This is an optimization exercise on Yosys and OpenROAD, whose aim is small area, not a production implementation.
The RTL was checked by simulation tests, not by an equivalence proof against the original design.
Some runs may be left out. An edit can pass the tests and still lose a function that they never use.

**constraint.sdc**
```tcl
create_clock -name core_clock -period 8.0 [get_ports {i_clk}]
set_input_delay 1.6000 -clock core_clock [delete_from_list [all_inputs] [get_ports {i_clk}]]
set_output_delay 1.6000 -clock core_clock [all_outputs]
set_load 0.01 [all_outputs]
```
**design.v**
```verilog
`timescale 1us / 100ns
module neuron07#(
	parameter   DATA_LENGTH				= 32,
	parameter	TAU_BUF					= 32,
	parameter	TAU_INT					= 1024,
	parameter	MAX_THRESHOLD_VOLTAGE	= 32'd4080218931,
	parameter	MIN_THRESHOLD_VOLTAGE	= 32'd3650722202,
	parameter	THRESHOLD_CONTRIBUTION	= 32'd128849019,
	parameter	TAU_THR					= 1024,
	parameter	MAX_RESTING_VOLTAGE		= 32'd644245094,
	parameter	MIN_RESTING_VOLTAGE		= 32'd214748365,
	parameter	RESTING_CONTRIBUTION	= 32'd171798692,
	parameter	TAU_RST					= 1024,
	parameter	CLK_COUNT				= 500)(
    input							i_clk,
    input							i_rst,
    input		[DATA_LENGTH-1:0]	i_spike,
    output reg						o_spike,
	output  	[DATA_LENGTH-1:0]	o_internal_state,
	output  	[DATA_LENGTH-1:0]	o_rst_vol, 
	output  	[DATA_LENGTH-1:0]	o_thr_vol
    );
	reg			[DATA_LENGTH-1:0]	r_input_buffer;  
	reg			[DATA_LENGTH-1:0]	r_input_spike;  
	reg			[DATA_LENGTH-1:0]	r_refractory_counter;
	reg			[DATA_LENGTH-1:0]	r_int_vol;	 
	reg			[DATA_LENGTH-1:0]	r_rst_vol;	 
    reg			[DATA_LENGTH-1:0]	r_thr_vol;	 
	assign o_internal_state = r_int_vol; 
	assign o_rst_vol = r_rst_vol; 
	assign o_thr_vol = r_thr_vol; 
	always@( posedge i_clk ) begin	 
		if( i_rst == 1 ) begin
			o_spike <= 0;
		end else begin
			if( r_int_vol < r_thr_vol ) begin
				o_spike <= 0;
			end else begin
				o_spike <= 1;
			end
		end
	end
	always@( posedge i_clk ) begin	 
		if( i_rst == 1 ) begin
			r_input_buffer <= 0;
		end else begin
			if( r_refractory_counter == 0 ) begin
				r_input_buffer <= r_input_buffer + i_spike - r_input_buffer/TAU_BUF;	
			end else begin
				r_input_buffer <= 0;
			end
		end
	end
	always@( posedge i_clk ) begin	 
		if( i_rst == 1 ) begin
			r_input_spike <= 0;
			r_refractory_counter <= 0;
		end else begin
			if( r_int_vol < r_thr_vol ) begin
				if( r_refractory_counter == 0 ) begin
					r_input_spike <= r_input_buffer/TAU_BUF;
				end else begin
					r_input_spike <= 0;
					r_refractory_counter <= r_refractory_counter - 1;
				end
			end else begin
				r_input_spike <= 0;
				r_refractory_counter <= CLK_COUNT;  
			end
		end
	end
    always@( posedge i_clk ) begin	 
		if( i_rst == 1 ) begin
			r_int_vol <= r_rst_vol;
		end else begin
			if( r_int_vol < r_thr_vol ) begin
				if( r_int_vol <= r_rst_vol ) begin
					r_int_vol <= r_int_vol + (r_rst_vol - r_int_vol)/TAU_RST + r_input_spike;
				end else begin
					r_int_vol <= r_int_vol - (r_int_vol-r_rst_vol)/TAU_RST + r_input_spike;
				end
			end else begin
				r_int_vol <= r_rst_vol - RESTING_CONTRIBUTION + (MAX_RESTING_VOLTAGE - r_rst_vol)/TAU_RST;
			end
		end
	end
	always@( posedge i_clk ) begin	 
		if( i_rst == 1 ) begin
			r_rst_vol <= MAX_RESTING_VOLTAGE;
		end else begin
			if( r_rst_vol >= MAX_RESTING_VOLTAGE ) begin
				if( r_int_vol < r_thr_vol ) begin
					r_rst_vol <= MAX_RESTING_VOLTAGE; 
				end else begin
					r_rst_vol <= MAX_RESTING_VOLTAGE - RESTING_CONTRIBUTION; 
				end
			end else if( r_rst_vol < MIN_RESTING_VOLTAGE ) begin
				r_rst_vol <= MIN_THRESHOLD_VOLTAGE;
			end else begin
				if( r_int_vol < r_thr_vol ) begin
					r_rst_vol <= r_rst_vol + (MAX_RESTING_VOLTAGE - r_rst_vol)/TAU_RST;
				end else begin
					r_rst_vol <= r_rst_vol - RESTING_CONTRIBUTION + (MAX_RESTING_VOLTAGE - r_rst_vol)/TAU_RST;
				end
			end
		end
	end
	always@( posedge i_clk ) begin	 
		if( i_rst == 1 ) begin
			r_thr_vol <= MIN_THRESHOLD_VOLTAGE;
		end else begin
			if( r_thr_vol > MAX_THRESHOLD_VOLTAGE ) begin
				r_thr_vol <= MAX_THRESHOLD_VOLTAGE;
			end else if( r_thr_vol <= MIN_THRESHOLD_VOLTAGE ) begin
				if( r_int_vol < r_thr_vol ) begin
					r_thr_vol <= MIN_THRESHOLD_VOLTAGE;
				end else begin
					r_thr_vol <= MIN_THRESHOLD_VOLTAGE + THRESHOLD_CONTRIBUTION;
				end
			end else begin
				if( r_int_vol < r_thr_vol ) begin
					r_thr_vol <= r_thr_vol - (r_thr_vol - MIN_THRESHOLD_VOLTAGE)/TAU_THR;
				end else begin
					r_thr_vol <= r_thr_vol + THRESHOLD_CONTRIBUTION - (r_thr_vol - MIN_THRESHOLD_VOLTAGE)/TAU_THR;
				end
			end
		end
	end
endmodule
```
**config.mk**
```make
export PLATFORM = sky130hd
export DESIGN_NAME = neuron07
export DESIGN_NICKNAME = neuron07
export VERILOG_FILES = /design/flow/design.v
export SDC_FILE = /design/flow/constraint.sdc
export NUM_CORES = 4
export LEC_CHECK = 0
export CAP_MARGIN = 20
export CORE_MARGIN = 2
export CORE_UTILIZATION = 40
export PLACE_DENSITY = 0.6
export SLEW_MARGIN = 20
```
**run.sh**
```bash
#!/bin/bash
# synth_recipe.tcl (not shown) runs the flow's synth.tcl, then flattens the netlist and writes it again
# the make line also repeats each setting of config.mk as NAME=value (left out here)
make -C /OpenROAD-flow-scripts/flow DESIGN_CONFIG=/design/flow/config.mk WORK_HOME=/design/flow/orfs CLKGATE_MAP_FILE= SYNTH_SCRIPT=/design/flow/synth_recipe.tcl finish
```
run_1/layer_met3.png
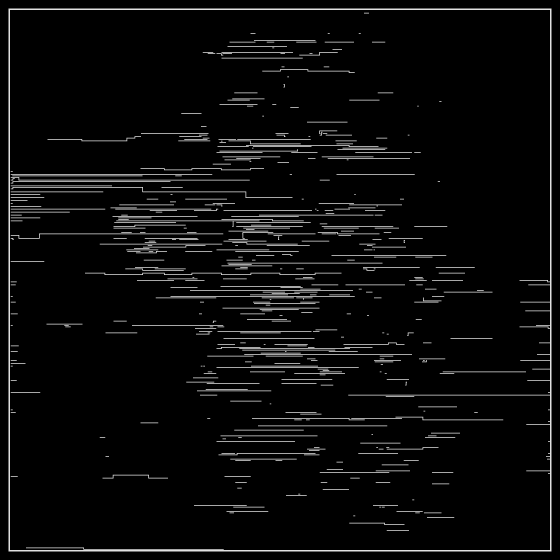
The wires run mostly horizontal. The longest straight run is 108 µm.
number of vias in the routed layout: 22900
GRT met3 Usage: 5.08%
drt total wl: 84500 µm

run_1/worst_path.png
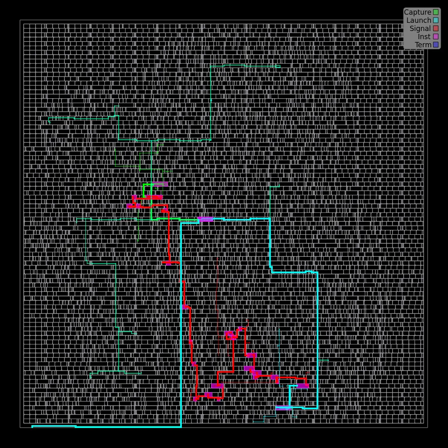
utilization after layout: 44.6%
post-route non-filler standard cell count: 4041
Setup TNS Final: 0 ns
post-route worst setup slack: 1.71 ns
clock period minus final worst setup slack: 6.29 ns

==> qor.tcl, run 1 <==
set qor(grt_pass1_vias) 21500
set qor(portBuffers) 130
set qor(max_freq_ghz) 0.159
set qor(maxCapViolCount) 0
set qor(clock_tree.buffer_depth) 2
set qor(floorplan.die_area_um2) 63900
set qor(grt_use_total_pct) 26.5
set qor(most_used_cells_in_the_layout_excluding_fill_and_tap_cells) {442 x inv_1, 362 x ha_1, 264 x a21oi_1}
set qor(start_util_pct) 40.3
set qor(cts_repair_resize_count) 0
set qor(post_drt_via_cell_ratio) 5.67
set qor(drtPass1Iterations) 5
set qor(detailedPlace.worstSlack_ns) 1.82
set qor(worst_skew_pair.late_latency_ns) 0.52
set qor(holdWs_ns) 0.478
set qor(post_synth_inst_count) 3167
set qor(area_growth_syn_to_layout_pct) 10.7
set qor(timing.final.max_slew_violations) 0
set qor(timing.critical_path.from_type) {register}
set qor(cts_max_level) 4
set qor(synth_cell_types) 102
set qor(slowest_delay_ns) 0.54
set qor(floorplan.rows) 91
set qor(layout-drive-gt1-share_pct) 3.72
set qor(synth_edf_count) 0
set qor(cts_hold_buf) 0
set qor(postCtsSetupBuffers) 0
set qor(number_of_setup_violations_in_the_final_report) 0
set qor(worst-slew-pin-transition_ns) 0.972
set qor(min_path_type) {register to register}
set qor(io-pin-count) 131
set qor(grt_setup_unrepaired) {no}
set qor(most_repeated_library_cell_on_the_critical_path) {inv_1}
set qor(die_height_um) 253
set qor(grt_first_pass_wirelength_um) 129000
set qor(cts_buffer_count) 17
set qor(fraction_of_registers_with_async_set_reset_pct) 0
set qor(drc) 0
set qor(outcome) {timing/DRC/antenna clean}
set qor(overflow) 0
set qor(numPlacedInstances) 4009
set qor(worst-path-max-fanout) 5
set qor(min_period_over_period_pct) 78.6
set qor(design.core.area_um2) 61400
set qor(endpoint_kind) {register}
set qor(clk_transition_reported_paths_ns) 0.08
set qor(critical_path.n_buffers_inverters) 3
set qor(grt_max_degree) 65
set qor(synth-seq-cells) 188
set qor(route.detailed.wl_per_inst_um) 20.9
set qor(mostFrequentLayoutCell) {inv_1}
set qor(worst_ep_required_time_ns) 8.35
set qor(timing.critical_path.max_delay_family) {compound AO/OA/AOI/OAI gates}
set qor(maxSlewHeadroom_pct) 34.3
set qor(synth.yosys.seq_area_share_pct) 15.2
set qor(synth_top_flop_cell) {dfxtp_1}
set qor(layout.filler_cells) 6186
set qor(syn_avg_cell_area_um2) 7.81
set qor(critPathSlowestCell) {or4_1}
set qor(finalHoldViolations) 0
set qor(antenna-diode-count) 0
set qor(nNetsFinal) 3730
set qor(yosys_warnings) 1
set qor(grt_antenna_before_repair) 0
set qor(die-width_um) 253
set qor(drt_first_iter_violations) 2146
set qor(worst_ep_arrival_time_ns) 6.64
set qor(worstPathCellList) {inv_1, ha_1, or4_1, o2111ai_2, a31o_4, a21oi_4, a21oi_1, inv_1, a21oi_1, nor2b_1, o31ai_1, fa_1, inv_1, ha_1, o21ai_0, nor4_1, o21ai_0, a21boi_0, o31ai_1, and2_1, o21bai_1, xor2_1, a211oi_1, a211oi_1}
set qor(skew_ns) 0.0217
set qor(finalWeightedCongestion) 0.966
set qor(antenna_violating_nets_post_route) 0
set qor(cts_num_sinks) 188
set qor(worstSetupPathType) {register to register}
set qor(cts_tree) {built}
set qor(hpwl_um) 68300
set qor(mappedNetlistArea_um2) 24700
set qor(cts-root-buf) {clkbuf_16}
run_1/flops_by_reg.png
The bar under the picture is 100 µm long. Other sequential cells in the stronger gray, the rest of the logic in the fainter gray.
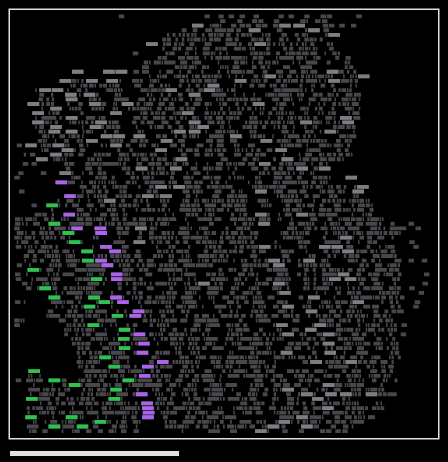
Key: `r_input_spike` = purple [sequential cells 27]; `r_input_buffer` = green [sequential cells 32]
register area: 3760 µm²
share of the final layout cell area in sequential cells: 13.7%

run 1: per-layer routing:
| metal | share of wire (%) | track usage [%] | vias up |
|---|---|---|---|
| met3 | 8.1 | 5.08 | 112 |
| met2 | 42 | 39.7 | 869 |
| li1 | - | - | 11100 |
| met1 | 46 | 37.6 | 10800 |
| met5 | 0 | 0 | - |
| met4 | 3.4 | 9.38 | 0 |
run 1: per-stage QoR:
stage,cell area (µm²),utilization (%)
4_1_cts,27400,44.6
5_1_grt,27400,44.6
2_1_floorplan,24700,-
3_3_place_gp,26800,43.6
6_report,27400,44.6
3_5_place_dp,26800,43.6
run 1: cells by family after synthesis:
group,Yosys count,synth area share (%)
and+or+nand+nor,811,15.7
muxes,10,0.410
xor gates and xnor gates,279,9.88
buffers and inverters,534,8.27
DFF,188,15.2
AOI/OAI and AO/OA,887,24.5
adders and majority gates,458,26.1
run 1: worst min-delay path, delay by kind of cell, from the launching register on:
family | cells | cell delay (ns)
flops | 1 | 0.32
compound gates | 2 | 0.12
run 1: flip-flops by register name, indices dropped and copies added (netlist names):
signal,cells
r_input_buffer,32
r_int_vol,32
r_refractory_counter,32
o_spike,1
r_thr_vol,32
r_input_spike,27
r_rst_vol,32
run 1: cells in the mapped netlist (9+ instances only):
cell type / instances / area share (%)
a211o_1: 9 / 0.32
a211oi_1: 36 / 1.1
a21o_1: 107 / 3.2
a21oi_1: 264 / 5.3
a311oi_1: 9 / 0.32
a31oi_1: 40 / 1.0
and2_1: 12 / 0.30
and3_1: 18 / 0.46
buf_1: 13 / 0.20
buf_2: 19 / 0.38
clkbuf_1: 56 / 0.85
dfxtp_1: 188 / 15
fa_1: 96 / 7.8
ha_1: 362 / 18
inv_1: 442 / 6.7
mux2i_1: 9 / 0.36
nand2_1: 215 / 3.3
nand2b_1: 37 / 0.94
nand3_1: 60 / 1.2
nand4_1: 33 / 0.83
nor2_1: 222 / 3.4
nor2b_1: 32 / 0.81
nor3_1: 88 / 1.8
nor4_1: 25 / 0.63
o211ai_1: 24 / 0.73
o21a_1: 31 / 0.94
o21ai_0: 136 / 2.8
o21ai_1: 10 / 0.20
o21bai_1: 37 / 1.1
o22ai_1: 14 / 0.35
o31a_1: 11 / 0.39
o31ai_1: 24 / 0.73
or2_2: 16 / 0.40
or3_1: 17 / 0.43
xnor2_1: 190 / 6.7
xor2_1: 89 / 3.2
run 1: worst paths after layout:
| check | startpoint | to | slack, ns | cells past startpoint |
|---|---|---|---|---|
| hold / removal | r_refractory_counter[13] | r_refractory_counter[13] | 0.48 | 2 |
| hold reg to reg | r_refractory_counter[13] | r_refractory_counter[13] | 0.48 | 2 |
| setup / recovery | r_int_vol[4] | r_int_vol[24] | 1.71 | 24 |
| setup reg to reg | r_int_vol[4] | r_int_vol[24] | 1.71 | 24 |
run 1: cell type report:
class / instances / area [µm²] / area share [%]
Clock buffer: 18 / 429 / 1.57
Clock inverter: 14 / 208 / 0.758
Inverter: 442 / 1660 / 6.06
Multi-Input combinational cell: 2445 / 18900 / 69.2
Sequential cell: 188 / 3760 / 13.7
Tap cell: 790 / 988 / 3.61
Timing Repair Buffer: 144 / 1400 / 5.12
## Run 2: files that changed since run 1, shown whole
==> design.v <==
module neuron07 (
    input             i_clk,
    input             i_rst,
    input      [31:0] i_spike,
    output reg        o_spike,
    output     [31:0] o_internal_state,
    output     [31:0] o_rst_vol,
    output     [31:0] o_thr_vol
);
    localparam [31:0] MAX_RST = 32'd644245094;
    localparam [31:0] MIN_THR = 32'd3650722202;
    localparam [31:0] THR_C   = 32'd128849019;
    localparam [31:0] RST_C   = 32'd171798692;
    localparam [8:0]  CLK_CNT = 500;
    localparam [29:0] RK0 = {10'd0, MAX_RST[29:10]};
    localparam [29:0] RK1 = RK0 - RST_C[29:0];
    localparam [29:0] TK0 = MIN_THR[31:10] + 30'd1;
    localparam [29:0] TK1 = TK0 + THR_C[29:0];
    reg [31:0] r_input_buffer;
    reg [26:0] r_input_spike;
    reg [8:0]  r_refractory_counter;
    reg [31:0] r_int_vol;
    reg [29:0] r_rst_vol;
    reg [29:0] r_thr_vol;
    wire [31:0] rst_vol = {2'b00, r_rst_vol};
    wire [31:0] thr_vol = {2'b11, r_thr_vol};
    assign o_internal_state = r_int_vol;
    assign o_rst_vol        = rst_vol;
    assign o_thr_vol        = thr_vol;
    wire fire;
    n07_ge32 u_fire (.a(r_int_vol), .b(thr_vol), .y(fire));
    wire cnt_zero = (r_refractory_counter == 9'd0);
    wire [29:0] rx = {10'h3ff, ~r_rst_vol[29:10]};
    wire [29:0] rk = fire ? RK1 : RK0;
    wire        rci = (r_rst_vol[9:0] <= MAX_RST[9:0]);
    wire [29:0] rs = r_rst_vol ^ rx ^ rk;
    wire [29:0] rc = (r_rst_vol & rx) | (r_rst_vol & rk) | (rx & rk);
    wire [29:0] rst_next;
    n07_add30 u_rst (.a(rs), .b({rc[28:0], rci}), .ci(1'b0), .s(rst_next));
    wire [29:0] tx = {8'hff, 2'b00, ~r_thr_vol[29:10]};
    wire [29:0] tk = fire ? TK1 : TK0;
    wire        tci = (r_thr_vol[9:0] < MIN_THR[9:0]);
    wire [29:0] ts = r_thr_vol ^ tx ^ tk;
    wire [29:0] tc = (r_thr_vol & tx) | (r_thr_vol & tk) | (tx & tk);
    wire [29:0] thr_next;
    n07_add30 u_thr (.a(ts), .b({tc[28:0], tci}), .ci(1'b0), .s(thr_next));
    wire rst_ge_int, elo_ge_ilo, ilo_ge_elo;
    n07_ge32 u_gi (.a(rst_vol), .b(r_int_vol), .y(rst_ge_int));
    n07_ge10 u_l1 (.a(r_rst_vol[9:0]), .b(r_int_vol[9:0]), .y(elo_ge_ilo));
    n07_ge10 u_l2 (.a(r_int_vol[9:0]), .b(r_rst_vol[9:0]), .y(ilo_ge_elo));
    wire k0 = !rst_ge_int || elo_ge_ilo;
    wire k1 = !rst_ge_int && !ilo_ge_elo;
    wire [31:0] ix = {10'h3ff, ~r_int_vol[31:10]};
    wire [31:0] iy = {5'd0, r_input_spike};
    wire [31:0] iz = {12'd0, r_rst_vol[29:10]};
    wire [31:0] s1 = r_int_vol ^ ix ^ iy;
    wire [31:0] c1 = (r_int_vol & ix) | (r_int_vol & iy) | (ix & iy);
    wire [31:0] c1s = {c1[30:0], k0};
    wire [31:0] s2 = s1 ^ c1s ^ iz;
    wire [31:0] c2 = (s1 & c1s) | (s1 & iz) | (c1s & iz);
    wire [31:0] int_next;
    n07_add32 u_int (.a(s2), .b({c2[30:0], k1}), .ci(1'b0), .s(int_next));
    wire [31:0] bx = {5'h1f, ~r_input_buffer[31:5]};
    wire [31:0] bs = r_input_buffer ^ i_spike ^ bx;
    wire [31:0] bc = (r_input_buffer & i_spike) | (r_input_buffer & bx) | (i_spike & bx);
    wire [31:0] buf_next;
    n07_add32 u_buf (.a(bs), .b({bc[30:0], 1'b1}), .ci(1'b0), .s(buf_next));
    always @(posedge i_clk) begin
        if (i_rst) begin
            o_spike              <= 1'b0;
            r_input_buffer       <= 32'd0;
            r_input_spike        <= 27'd0;
            r_refractory_counter <= 9'd0;
            r_int_vol            <= rst_vol;
            r_rst_vol            <= MAX_RST[29:0];
            r_thr_vol            <= MIN_THR[29:0];
        end else begin
            o_spike        <= fire;
            r_input_buffer <= cnt_zero ? buf_next : 32'd0;
            r_input_spike  <= (cnt_zero && !fire) ? r_input_buffer[31:5] : 27'd0;
            if (fire)
                r_refractory_counter <= CLK_CNT;
            else if (!cnt_zero)
                r_refractory_counter <= r_refractory_counter - 9'd1;
            r_int_vol      <= fire ? {2'b00, rst_next} : int_next;
            r_rst_vol      <= rst_next;
            r_thr_vol      <= thr_next;
        end
    end
endmodule
module n07_add32 (input [31:0] a, input [31:0] b, input ci, output [31:0] s);
    wire [31:0] p = a ^ b;
    wire [31:0] g = a & b;
    wire g1 = g[0] | (p[0] & ci);
    wire g2 = g[1] | (p[1] & g1);
    wire g3 = g[3] | (p[3] & g[2]);
    wire p3 = p[3] & p[2];
    wire g4 = g[5] | (p[5] & g[4]);
    wire p4 = p[5] & p[4];
    wire g5 = g[7] | (p[7] & g[6]);
    wire p5 = p[7] & p[6];
    wire g6 = g[9] | (p[9] & g[8]);
    wire p6 = p[9] & p[8];
    wire g7 = g[11] | (p[11] & g[10]);
    wire p7 = p[11] & p[10];
    wire g8 = g[13] | (p[13] & g[12]);
    wire p8 = p[13] & p[12];
    wire g9 = g[15] | (p[15] & g[14]);
    wire p9 = p[15] & p[14];
    wire g10 = g[17] | (p[17] & g[16]);
    wire p10 = p[17] & p[16];
    wire g11 = g[19] | (p[19] & g[18]);
    wire p11 = p[19] & p[18];
    wire g12 = g[21] | (p[21] & g[20]);
    wire p12 = p[21] & p[20];
    wire g13 = g[23] | (p[23] & g[22]);
    wire p13 = p[23] & p[22];
    wire g14 = g[25] | (p[25] & g[24]);
    wire p14 = p[25] & p[24];
    wire g15 = g[27] | (p[27] & g[26]);
    wire p15 = p[27] & p[26];
    wire g16 = g[29] | (p[29] & g[28]);
    wire p16 = p[29] & p[28];
    wire g17 = g[31] | (p[31] & g[30]);
    wire p17 = p[31] & p[30];
    wire g18 = g3 | (p3 & g2);
    wire g19 = g5 | (p5 & g4);
    wire p19 = p5 & p4;
    wire g20 = g7 | (p7 & g6);
    wire p20 = p7 & p6;
    wire g21 = g9 | (p9 & g8);
    wire p21 = p9 & p8;
    wire g22 = g11 | (p11 & g10);
    wire p22 = p11 & p10;
    wire g23 = g13 | (p13 & g12);
    wire p23 = p13 & p12;
    wire g24 = g15 | (p15 & g14);
    wire p24 = p15 & p14;
    wire g25 = g17 | (p17 & g16);
    wire p25 = p17 & p16;
    wire g26 = g19 | (p19 & g18);
    wire g27 = g21 | (p21 & g20);
    wire p27 = p21 & p20;
    wire g28 = g23 | (p23 & g22);
    wire p28 = p23 & p22;
    wire g29 = g25 | (p25 & g24);
    wire p29 = p25 & p24;
    wire g30 = g27 | (p27 & g26);
    wire g31 = g29 | (p29 & g28);
    wire p31 = p29 & p28;
    wire g32 = g31 | (p31 & g30);
    wire g33 = g28 | (p28 & g30);
    wire g34 = g20 | (p20 & g26);
    wire g35 = g22 | (p22 & g30);
    wire g36 = g24 | (p24 & g33);
    wire g37 = g4 | (p4 & g18);
    wire g38 = g6 | (p6 & g26);
    wire g39 = g8 | (p8 & g34);
    wire g40 = g10 | (p10 & g30);
    wire g41 = g12 | (p12 & g35);
    wire g42 = g14 | (p14 & g33);
    wire g43 = g16 | (p16 & g36);
    wire g44 = g[2] | (p[2] & g2);
    wire g45 = g[4] | (p[4] & g18);
    wire g46 = g[6] | (p[6] & g37);
    wire g47 = g[8] | (p[8] & g26);
    wire g48 = g[10] | (p[10] & g38);
    wire g49 = g[12] | (p[12] & g34);
    wire g50 = g[14] | (p[14] & g39);
    wire g51 = g[16] | (p[16] & g30);
    wire g52 = g[18] | (p[18] & g40);
    wire g53 = g[20] | (p[20] & g35);
    wire g54 = g[22] | (p[22] & g41);
    wire g55 = g[24] | (p[24] & g33);
    wire g56 = g[26] | (p[26] & g42);
    wire g57 = g[28] | (p[28] & g36);
    wire g58 = g[30] | (p[30] & g43);
    assign s = p ^ {g58, g43, g57, g36, g56, g42, g55, g33, g54, g41, g53, g35, g52, g40, g51, g30, g50, g39, g49, g34, g48, g38, g47, g26, g46, g37, g45, g18, g44, g2, g1, ci};
endmodule
module n07_add30 (input [29:0] a, input [29:0] b, input ci, output [29:0] s);
    wire [29:0] p = a ^ b;
    wire [29:0] g = a & b;
    wire g1 = g[0] | (p[0] & ci);
    wire g2 = g[1] | (p[1] & g1);
    wire g3 = g[3] | (p[3] & g[2]);
    wire p3 = p[3] & p[2];
    wire g4 = g[5] | (p[5] & g[4]);
    wire p4 = p[5] & p[4];
    wire g5 = g[7] | (p[7] & g[6]);
    wire p5 = p[7] & p[6];
    wire g6 = g[9] | (p[9] & g[8]);
    wire p6 = p[9] & p[8];
    wire g7 = g[11] | (p[11] & g[10]);
    wire p7 = p[11] & p[10];
    wire g8 = g[13] | (p[13] & g[12]);
    wire p8 = p[13] & p[12];
    wire g9 = g[15] | (p[15] & g[14]);
    wire p9 = p[15] & p[14];
    wire g10 = g[17] | (p[17] & g[16]);
    wire p10 = p[17] & p[16];
    wire g11 = g[19] | (p[19] & g[18]);
    wire p11 = p[19] & p[18];
    wire g12 = g[21] | (p[21] & g[20]);
    wire p12 = p[21] & p[20];
    wire g13 = g[23] | (p[23] & g[22]);
    wire p13 = p[23] & p[22];
    wire g14 = g[25] | (p[25] & g[24]);
    wire p14 = p[25] & p[24];
    wire g15 = g[27] | (p[27] & g[26]);
    wire p15 = p[27] & p[26];
    wire g16 = g[29] | (p[29] & g[28]);
    wire p16 = p[29] & p[28];
    wire g17 = g3 | (p3 & g2);
    wire g18 = g5 | (p5 & g4);
    wire p18 = p5 & p4;
    wire g19 = g7 | (p7 & g6);
    wire p19 = p7 & p6;
    wire g20 = g9 | (p9 & g8);
    wire p20 = p9 & p8;
    wire g21 = g11 | (p11 & g10);
    wire p21 = p11 & p10;
    wire g22 = g13 | (p13 & g12);
    wire p22 = p13 & p12;
    wire g23 = g15 | (p15 & g14);
    wire p23 = p15 & p14;
    wire g24 = g18 | (p18 & g17);
    wire g25 = g20 | (p20 & g19);
    wire p25 = p20 & p19;
    wire g26 = g22 | (p22 & g21);
    wire p26 = p22 & p21;
    wire g27 = g25 | (p25 & g24);
    wire g28 = g26 | (p26 & g27);
    wire g29 = g19 | (p19 & g24);
    wire g30 = g21 | (p21 & g27);
    wire g31 = g23 | (p23 & g28);
    wire g32 = g4 | (p4 & g17);
    wire g33 = g6 | (p6 & g24);
    wire g34 = g8 | (p8 & g29);
    wire g35 = g10 | (p10 & g27);
    wire g36 = g12 | (p12 & g30);
    wire g37 = g14 | (p14 & g28);
    wire g38 = g16 | (p16 & g31);
    wire g39 = g[2] | (p[2] & g2);
    wire g40 = g[4] | (p[4] & g17);
    wire g41 = g[6] | (p[6] & g32);
    wire g42 = g[8] | (p[8] & g24);
    wire g43 = g[10] | (p[10] & g33);
    wire g44 = g[12] | (p[12] & g29);
    wire g45 = g[14] | (p[14] & g34);
    wire g46 = g[16] | (p[16] & g27);
    wire g47 = g[18] | (p[18] & g35);
    wire g48 = g[20] | (p[20] & g30);
    wire g49 = g[22] | (p[22] & g36);
    wire g50 = g[24] | (p[24] & g28);
    wire g51 = g[26] | (p[26] & g37);
    wire g52 = g[28] | (p[28] & g31);
    assign s = p ^ {g52, g31, g51, g37, g50, g28, g49, g36, g48, g30, g47, g35, g46, g27, g45, g34, g44, g29, g43, g33, g42, g24, g41, g32, g40, g17, g39, g2, g1, ci};
endmodule
module n07_ge32 (input [31:0] a, input [31:0] b, output y);
    wire [31:0] g = a & ~b;
    wire [31:0] p = a | ~b;
    wire g1 = g[1] | (p[1] & p[0]);
    wire g2 = g[3] | (p[3] & g[2]);
    wire p2 = p[3] & p[2];
    wire g3 = g[5] | (p[5] & g[4]);
    wire p3 = p[5] & p[4];
    wire g4 = g[7] | (p[7] & g[6]);
    wire p4 = p[7] & p[6];
    wire g5 = g[9] | (p[9] & g[8]);
    wire p5 = p[9] & p[8];
    wire g6 = g[11] | (p[11] & g[10]);
    wire p6 = p[11] & p[10];
    wire g7 = g[13] | (p[13] & g[12]);
    wire p7 = p[13] & p[12];
    wire g8 = g[15] | (p[15] & g[14]);
    wire p8 = p[15] & p[14];
    wire g9 = g[17] | (p[17] & g[16]);
    wire p9 = p[17] & p[16];
    wire g10 = g[19] | (p[19] & g[18]);
    wire p10 = p[19] & p[18];
    wire g11 = g[21] | (p[21] & g[20]);
    wire p11 = p[21] & p[20];
    wire g12 = g[23] | (p[23] & g[22]);
    wire p12 = p[23] & p[22];
    wire g13 = g[25] | (p[25] & g[24]);
    wire p13 = p[25] & p[24];
    wire g14 = g[27] | (p[27] & g[26]);
    wire p14 = p[27] & p[26];
    wire g15 = g[29] | (p[29] & g[28]);
    wire p15 = p[29] & p[28];
    wire g16 = g[31] | (p[31] & g[30]);
    wire p16 = p[31] & p[30];
    wire g17 = g2 | (p2 & g1);
    wire g18 = g4 | (p4 & g3);
    wire p18 = p4 & p3;
    wire g19 = g6 | (p6 & g5);
    wire p19 = p6 & p5;
    wire g20 = g8 | (p8 & g7);
    wire p20 = p8 & p7;
    wire g21 = g10 | (p10 & g9);
    wire p21 = p10 & p9;
    wire g22 = g12 | (p12 & g11);
    wire p22 = p12 & p11;
    wire g23 = g14 | (p14 & g13);
    wire p23 = p14 & p13;
    wire g24 = g16 | (p16 & g15);
    wire p24 = p16 & p15;
    wire g25 = g18 | (p18 & g17);
    wire g26 = g20 | (p20 & g19);
    wire p26 = p20 & p19;
    wire g27 = g22 | (p22 & g21);
    wire p27 = p22 & p21;
    wire g28 = g24 | (p24 & g23);
    wire p28 = p24 & p23;
    wire g29 = g26 | (p26 & g25);
    wire g30 = g28 | (p28 & g27);
    wire p30 = p28 & p27;
    wire g31 = g30 | (p30 & g29);
    assign y = g31;
endmodule
module n07_ge10 (input [9:0] a, input [9:0] b, output y);
    wire [9:0] g = a & ~b;
    wire [9:0] p = a | ~b;
    wire g1 = g[1] | (p[1] & p[0]);
    wire g2 = g[3] | (p[3] & g[2]);
    wire p2 = p[3] & p[2];
    wire g3 = g[5] | (p[5] & g[4]);
    wire p3 = p[5] & p[4];
    wire g4 = g[7] | (p[7] & g[6]);
    wire p4 = p[7] & p[6];
    wire g5 = g[9] | (p[9] & g[8]);
    wire p5 = p[9] & p[8];
    wire g6 = g2 | (p2 & g1);
    wire g7 = g4 | (p4 & g3);
    wire p7 = p4 & p3;
    wire g8 = g7 | (p7 & g6);
    wire g9 = g5 | (p5 & g8);
    assign y = g9;
endmodule
run_2/cell_density.png
The bar under the picture is 50 µm long. The die is cut into 19 by 19 equal tiles; dark purple is low, yellow is high, 0 to 100% covered.
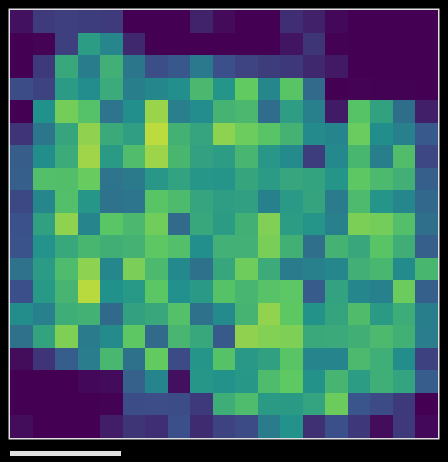
8.0% of the tiles are over 75% full. The mean over all tiles is 43%. The fullest tile reaches 90%.
utilization after layout: 47.0%
Placeable Area: 35300 µm²
effective utilization at floorplan: 40.4%

==> qor.tcl, run 2 <==
set qor(timing.setup.tns_ns) 0 ;# unchanged
set qor(overflow) 0 ;# unchanged
set qor(worst-slew-pin-transition_ns) 0.855 ;# was 0.972 ns
set qor(skew_ns) 0.0113 ;# was 0.0217 ns
set qor(area_growth_syn_to_layout_pct) 16.2 ;# was 10.7%
set qor(maxCapViolCount) 0 ;# unchanged
set qor(timing.final.max_slew_violations) 0 ;# unchanged
set qor(floorplan.rows) 69 ;# was 91
set qor(layout.filler_cells) 3400 ;# was 6186
set qor(finalWeightedCongestion) 0.900 ;# was 0.966
set qor(postCtsSetupBuffers) 0 ;# unchanged
set qor(finalHoldViolations) 0 ;# unchanged
set qor(worst_ep_required_time_ns) 8.34 ;# was 8.35 ns
set qor(min_path_type) {register to register} ;# unchanged
set qor(cts_buffer_count) 17 ;# unchanged
set qor(number_of_setup_violations_in_the_final_report) 0 ;# unchanged
set qor(top_regs) {r_input_buffer: 32 flops, r_int_vol: 32 flops}
set qor(min_period_over_period_pct) 77.3 ;# was 78.6%
set qor(maxSlewHeadroom_pct) 43.0 ;# was 34.3%
set qor(synth-seq-cells) 161 ;# was 188
set qor(syn_avg_cell_area_um2) 9.11 ;# was 7.81 µm²
set qor(layout-drive-gt1-share_pct) 4.57 ;# was 3.72%
set qor(antenna_violating_nets_post_route) 0 ;# unchanged
set qor(worst_skew_pair.late_latency_ns) 0.44 ;# was 0.52 ns
set qor(synth_cell_types) 77 ;# was 102
set qor(critPathSlowestCell) {o41ai_4} ;# was or4_1
set qor(cts_hold_buf) 0 ;# unchanged
set qor(route.detailed.wl_per_inst_um) 18.4 ;# was 20.9 µm
set qor(grt_first_pass_wirelength_um) 62700 ;# was 129000 µm
set qor(fraction_of_registers_with_async_set_reset_pct) 0 ;# unchanged
set qor(cts_tree) {built} ;# unchanged
set qor(numPlacedInstances) 2134 ;# was 4009
set qor(hpwl_um) 32200 ;# was 68300 µm
set qor(grt_max_degree) 55 ;# was 65
set qor(mappedNetlistArea_um2) 14300 ;# was 24700 µm²
set qor(yosys.area.top_type_share_pct) 22.6 ;# was 18.3%
set qor(io-pin-count) 131 ;# unchanged
set qor(worstPathCellList) {inv_1, a2111oi_4, nand3_1, nor3_1, a211oi_2, o41ai_4, buf_6, fa_1, ha_1, nor2b_1, o2111ai_1, nand3_1, a31o_2, a31oi_1, o21ai_0, a41oi_1, a211o_1, fa_1, xor2_1, nand2_1, mux2_2, o22a_1} ;# was inv_1, ha_1, or4_1, o2111ai_2, a31o_4, a21oi_4, a21oi_1, inv_1, a21oi_1, nor2b_1, o31ai_1, fa_1, inv_1, ha_1, o21ai_0, nor4_1, o21ai_0, a21boi_0, o31ai_1, and2_1, o21bai_1, xor2_1, a211oi_1, a211oi_1
set qor(yosys_warnings) 1 ;# unchanged
set qor(synthesized_area_fraction_occupied_by_ao_oa_aoi_and_oai_cells_pct) 12.4 ;# was 24.5%
set qor(portBuffers) 126 ;# was 130
set qor(drt_first_iter_violations) 613 ;# was 2146
set qor(commonest_cells_in_the_netlist) {373 x inv_1, 174 x ha_1, 161 x dfxtp_1} ;# was 442 x inv_1, 362 x ha_1, 264 x a21oi_1
set qor(mostFrequentLayoutCell) {inv_1} ;# unchanged
set qor(cts-root-buf) {clkbuf_16} ;# unchanged
set qor(nNetsFinal) 2049 ;# was 3730
set qor(post_synth_inst_count) 1566 ;# was 3167
set qor(most_used_cells_in_the_layout_excluding_fill_and_tap_cells) {373 x inv_1, 174 x ha_1, 161 x dfxtp_1} ;# was 442 x inv_1, 362 x ha_1, 264 x a21oi_1
set qor(placed_cell_area_um2) 16000 ;# was 26800 µm²
set qor(outcome) {timing/DRC/antenna clean} ;# unchanged
set qor(synth_edf_count) 0 ;# unchanged
set qor(timing.critical_path.from_type) {register} ;# unchanged
set qor(fin_area_um2) 16600 ;# was 27400 µm²
set qor(grt_use_total_pct) 22.5 ;# was 26.5%
set qor(share_of_synthesized_area_spent_on_multiplexers_pct) 0.526 ;# was 0.410%
set qor(worstSetupPathType) {register to register} ;# unchanged
set qor(share_of_the_synthesized_netlist_area_taken_by_xor_and_xnor_gates_pct) 4.30 ;# was 9.88%
set qor(synth_adder_area_share_pct) 37.0 ;# was 26.1%
set qor(synth_simple_gate_area_share_pct) 11.8 ;# was 15.7%
set qor(worst_ep_arrival_time_ns) 6.52 ;# was 6.64 ns
set qor(synth.yosys.seq_area_share_pct) 22.6 ;# was 15.2%
set qor(grt_antenna_before_repair) 0 ;# unchanged
set qor(combined_area_of_the_multi_input_logic_cells_um2) 9440 ;# was 18900 µm²
set qor(cts_num_sinks) 161 ;# was 188
set qor(detailroute.via_count) 11000 ;# was 22900
set qor(drt_wl_total_um) 39800 ;# was 84500 µm
set qor(die-width_um) 193 ;# was 253 µm
set qor(floorplan.die_area_um2) 37200 ;# was 63900 µm²
set qor(slowest_delay_ns) 0.51 ;# was 0.54 ns
set qor(post_drt_via_cell_ratio) 5.07 ;# was 5.67
set qor(synth_top_family_by_area) {adder cells} ;# unchanged
set qor(synth_top_flop_cell) {dfxtp_1} ;# unchanged
set qor(sequential_cell_area_um2) 3220 ;# was 3760 µm²
set qor(die_height_um) 193 ;# was 253 µm
set qor(antenna-diode-count) 0 ;# unchanged
set qor(worst-path-max-fanout) 9 ;# was 5
set qor(yosys.area.top_type) {dfxtp_1} ;# was ha_1
set qor(synthTopCellsByArea) {dfxtp_1 23%, fa_1 21%, ha_1 15%} ;# was ha_1 18%, dfxtp_1 15%, fa_1 7.8%
set qor(clk_transition_reported_paths_ns) 0.07 ;# was 0.08 ns
set qor(drc) 0 ;# unchanged
set qor(endpoint_kind) {register} ;# unchanged
set qor(grt_setup_unrepaired) {no} ;# unchanged
set qor(grt_pass1_vias) 11300 ;# was 21500
set qor(max_freq_ghz) 0.162 ;# was 0.159 GHz
set qor(cts_repair_resize_count) 0 ;# unchanged
set qor(drtPass1Iterations) 5 ;# unchanged
set qor(cts_max_level) 4 ;# unchanged
set qor(yosys.cell_count.top_type) {inv_1} ;# unchanged
set qor(clock_tree.buffer_depth) 2 ;# unchanged
run_2/worst_path.png
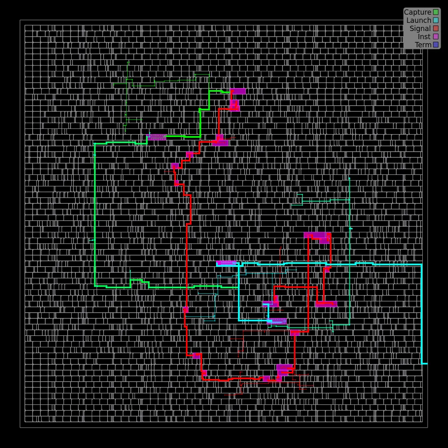
post-route non-filler standard cell count: 2167
post-route worst setup slack: 1.82 ns
clock period minus final worst setup slack: 6.18 ns

## run 2: cell types whose count changed in the layout (fill, tap and decap cells not counted), sizes merged, moves of 52 or more
cell,previous run,this run
nand2,215,74
xnor2,190,40
nor2,222,78
fa,96,148
a21oi,270,58
ha,362,174
a21o,107,36
inv,448,381
o21ai,149,31
xor2,89,30
## run 2: metal layers
metal  track usage [%]  vias up  part of all wire [%]
li1                  -     5281                     -
met1              30.3     5310                    45
met3              3.62       50                   6.4
met2              37.3      337                    46
met5                 0        -                     0
met4              6.22        0                   2.1
## run 2: area by class of cell
class                   instances  area share (%)
clock buffers                  18            2.59
clock inverters                14           0.943
inverters                     376            8.51
multi-input cells            1000            56.9
flip-flops and latches        161            19.4
well taps                     461            3.48
repair buffers                137            8.10
## run 2: cells by family (layout without fill, tap and decap cells)
logic type | Yosys count | after routing
and+or+nand+nor | 338 | 338
muxes | 7 | 7
xor gates and xnor gates | 70 | 70
other | 2 | 4
AOI/OAI and AO/OA | 245 | 245
buffers and inverters | 407 | 545
adders and majority gates | 336 | 336
DFF | 161 | 161
## run 2: worst max-delay path: cells and delay by family (launching register included)
| family | cells | cell delay (ns) |
|---|---|---|
| adders and majority gates | 3 | 0.93 |
| DFF | 1 | 0.39 |
| xor gates and xnor gates | 1 | 0.32 |
| and+or+nand+nor | 5 | 0.73 |
| muxes | 1 | 0.27 |
| AOI/OAI and AO/OA | 10 | 3.02 |
| buffers and inverters | 2 | 0.41 |
## run 2: worst paths after layout
kind | startpoint | to | slack [ns] | depth (start not counted)
hold / removal | r_input_buffer[29] | r_input_spike[24] | 0.50 | 2
setup reg to reg | r_int_vol[10] | r_int_vol[29] | 1.82 | 22
hold reg to reg | r_input_buffer[29] | r_input_spike[24] | 0.50 | 2
setup / recovery | r_int_vol[10] | r_int_vol[29] | 1.82 | 22
## run 2: metrics by stage
step                      utilization, %  hold WS (ns)  setup slack [ns]
after floorplan                        -         0.455              2.21
after global placement              45.3         0.493              1.69
after detailed placement            45.3         0.499              1.54
after CTS                           46.9         0.504              1.52
after global routing                47.0         0.530              1.38
final                               47.0         0.496              1.82

## static timing again, ports no longer ideal
How much do the figures lean on ideal ports? The routed layouts below were timed once more, with nothing changed but the port constraints. Step 1 (the two cells are an assumption about what drives the block):
set clk [get_ports {i_clk}]
set_driving_cell -lib_cell sky130_fd_sc_hd__clkbuf_16 $clk
set_driving_cell -lib_cell sky130_fd_sc_hd__buf_2 [delete_from_list [all_inputs] $clk]
Step 2 moves the port delays by t, midway between the first and last clock arrival at a register: inputs arrive t later, outputs are due t later. That takes back most of the time a late clock gives input paths. Three values: ideal, step 1, step 2; two values: the first two.
run | t, ns | setup WS [ns] | latest minus earliest clock arrival (ns)
run 1 | 0.568 | 1.714 / 1.714 / 1.714 | 0.022 / 0.021
run 2 | 0.487 | 1.817 / 1.817 / 1.817 | 0.011 / 0.011
After both steps setup and hold are still met in every run listed.
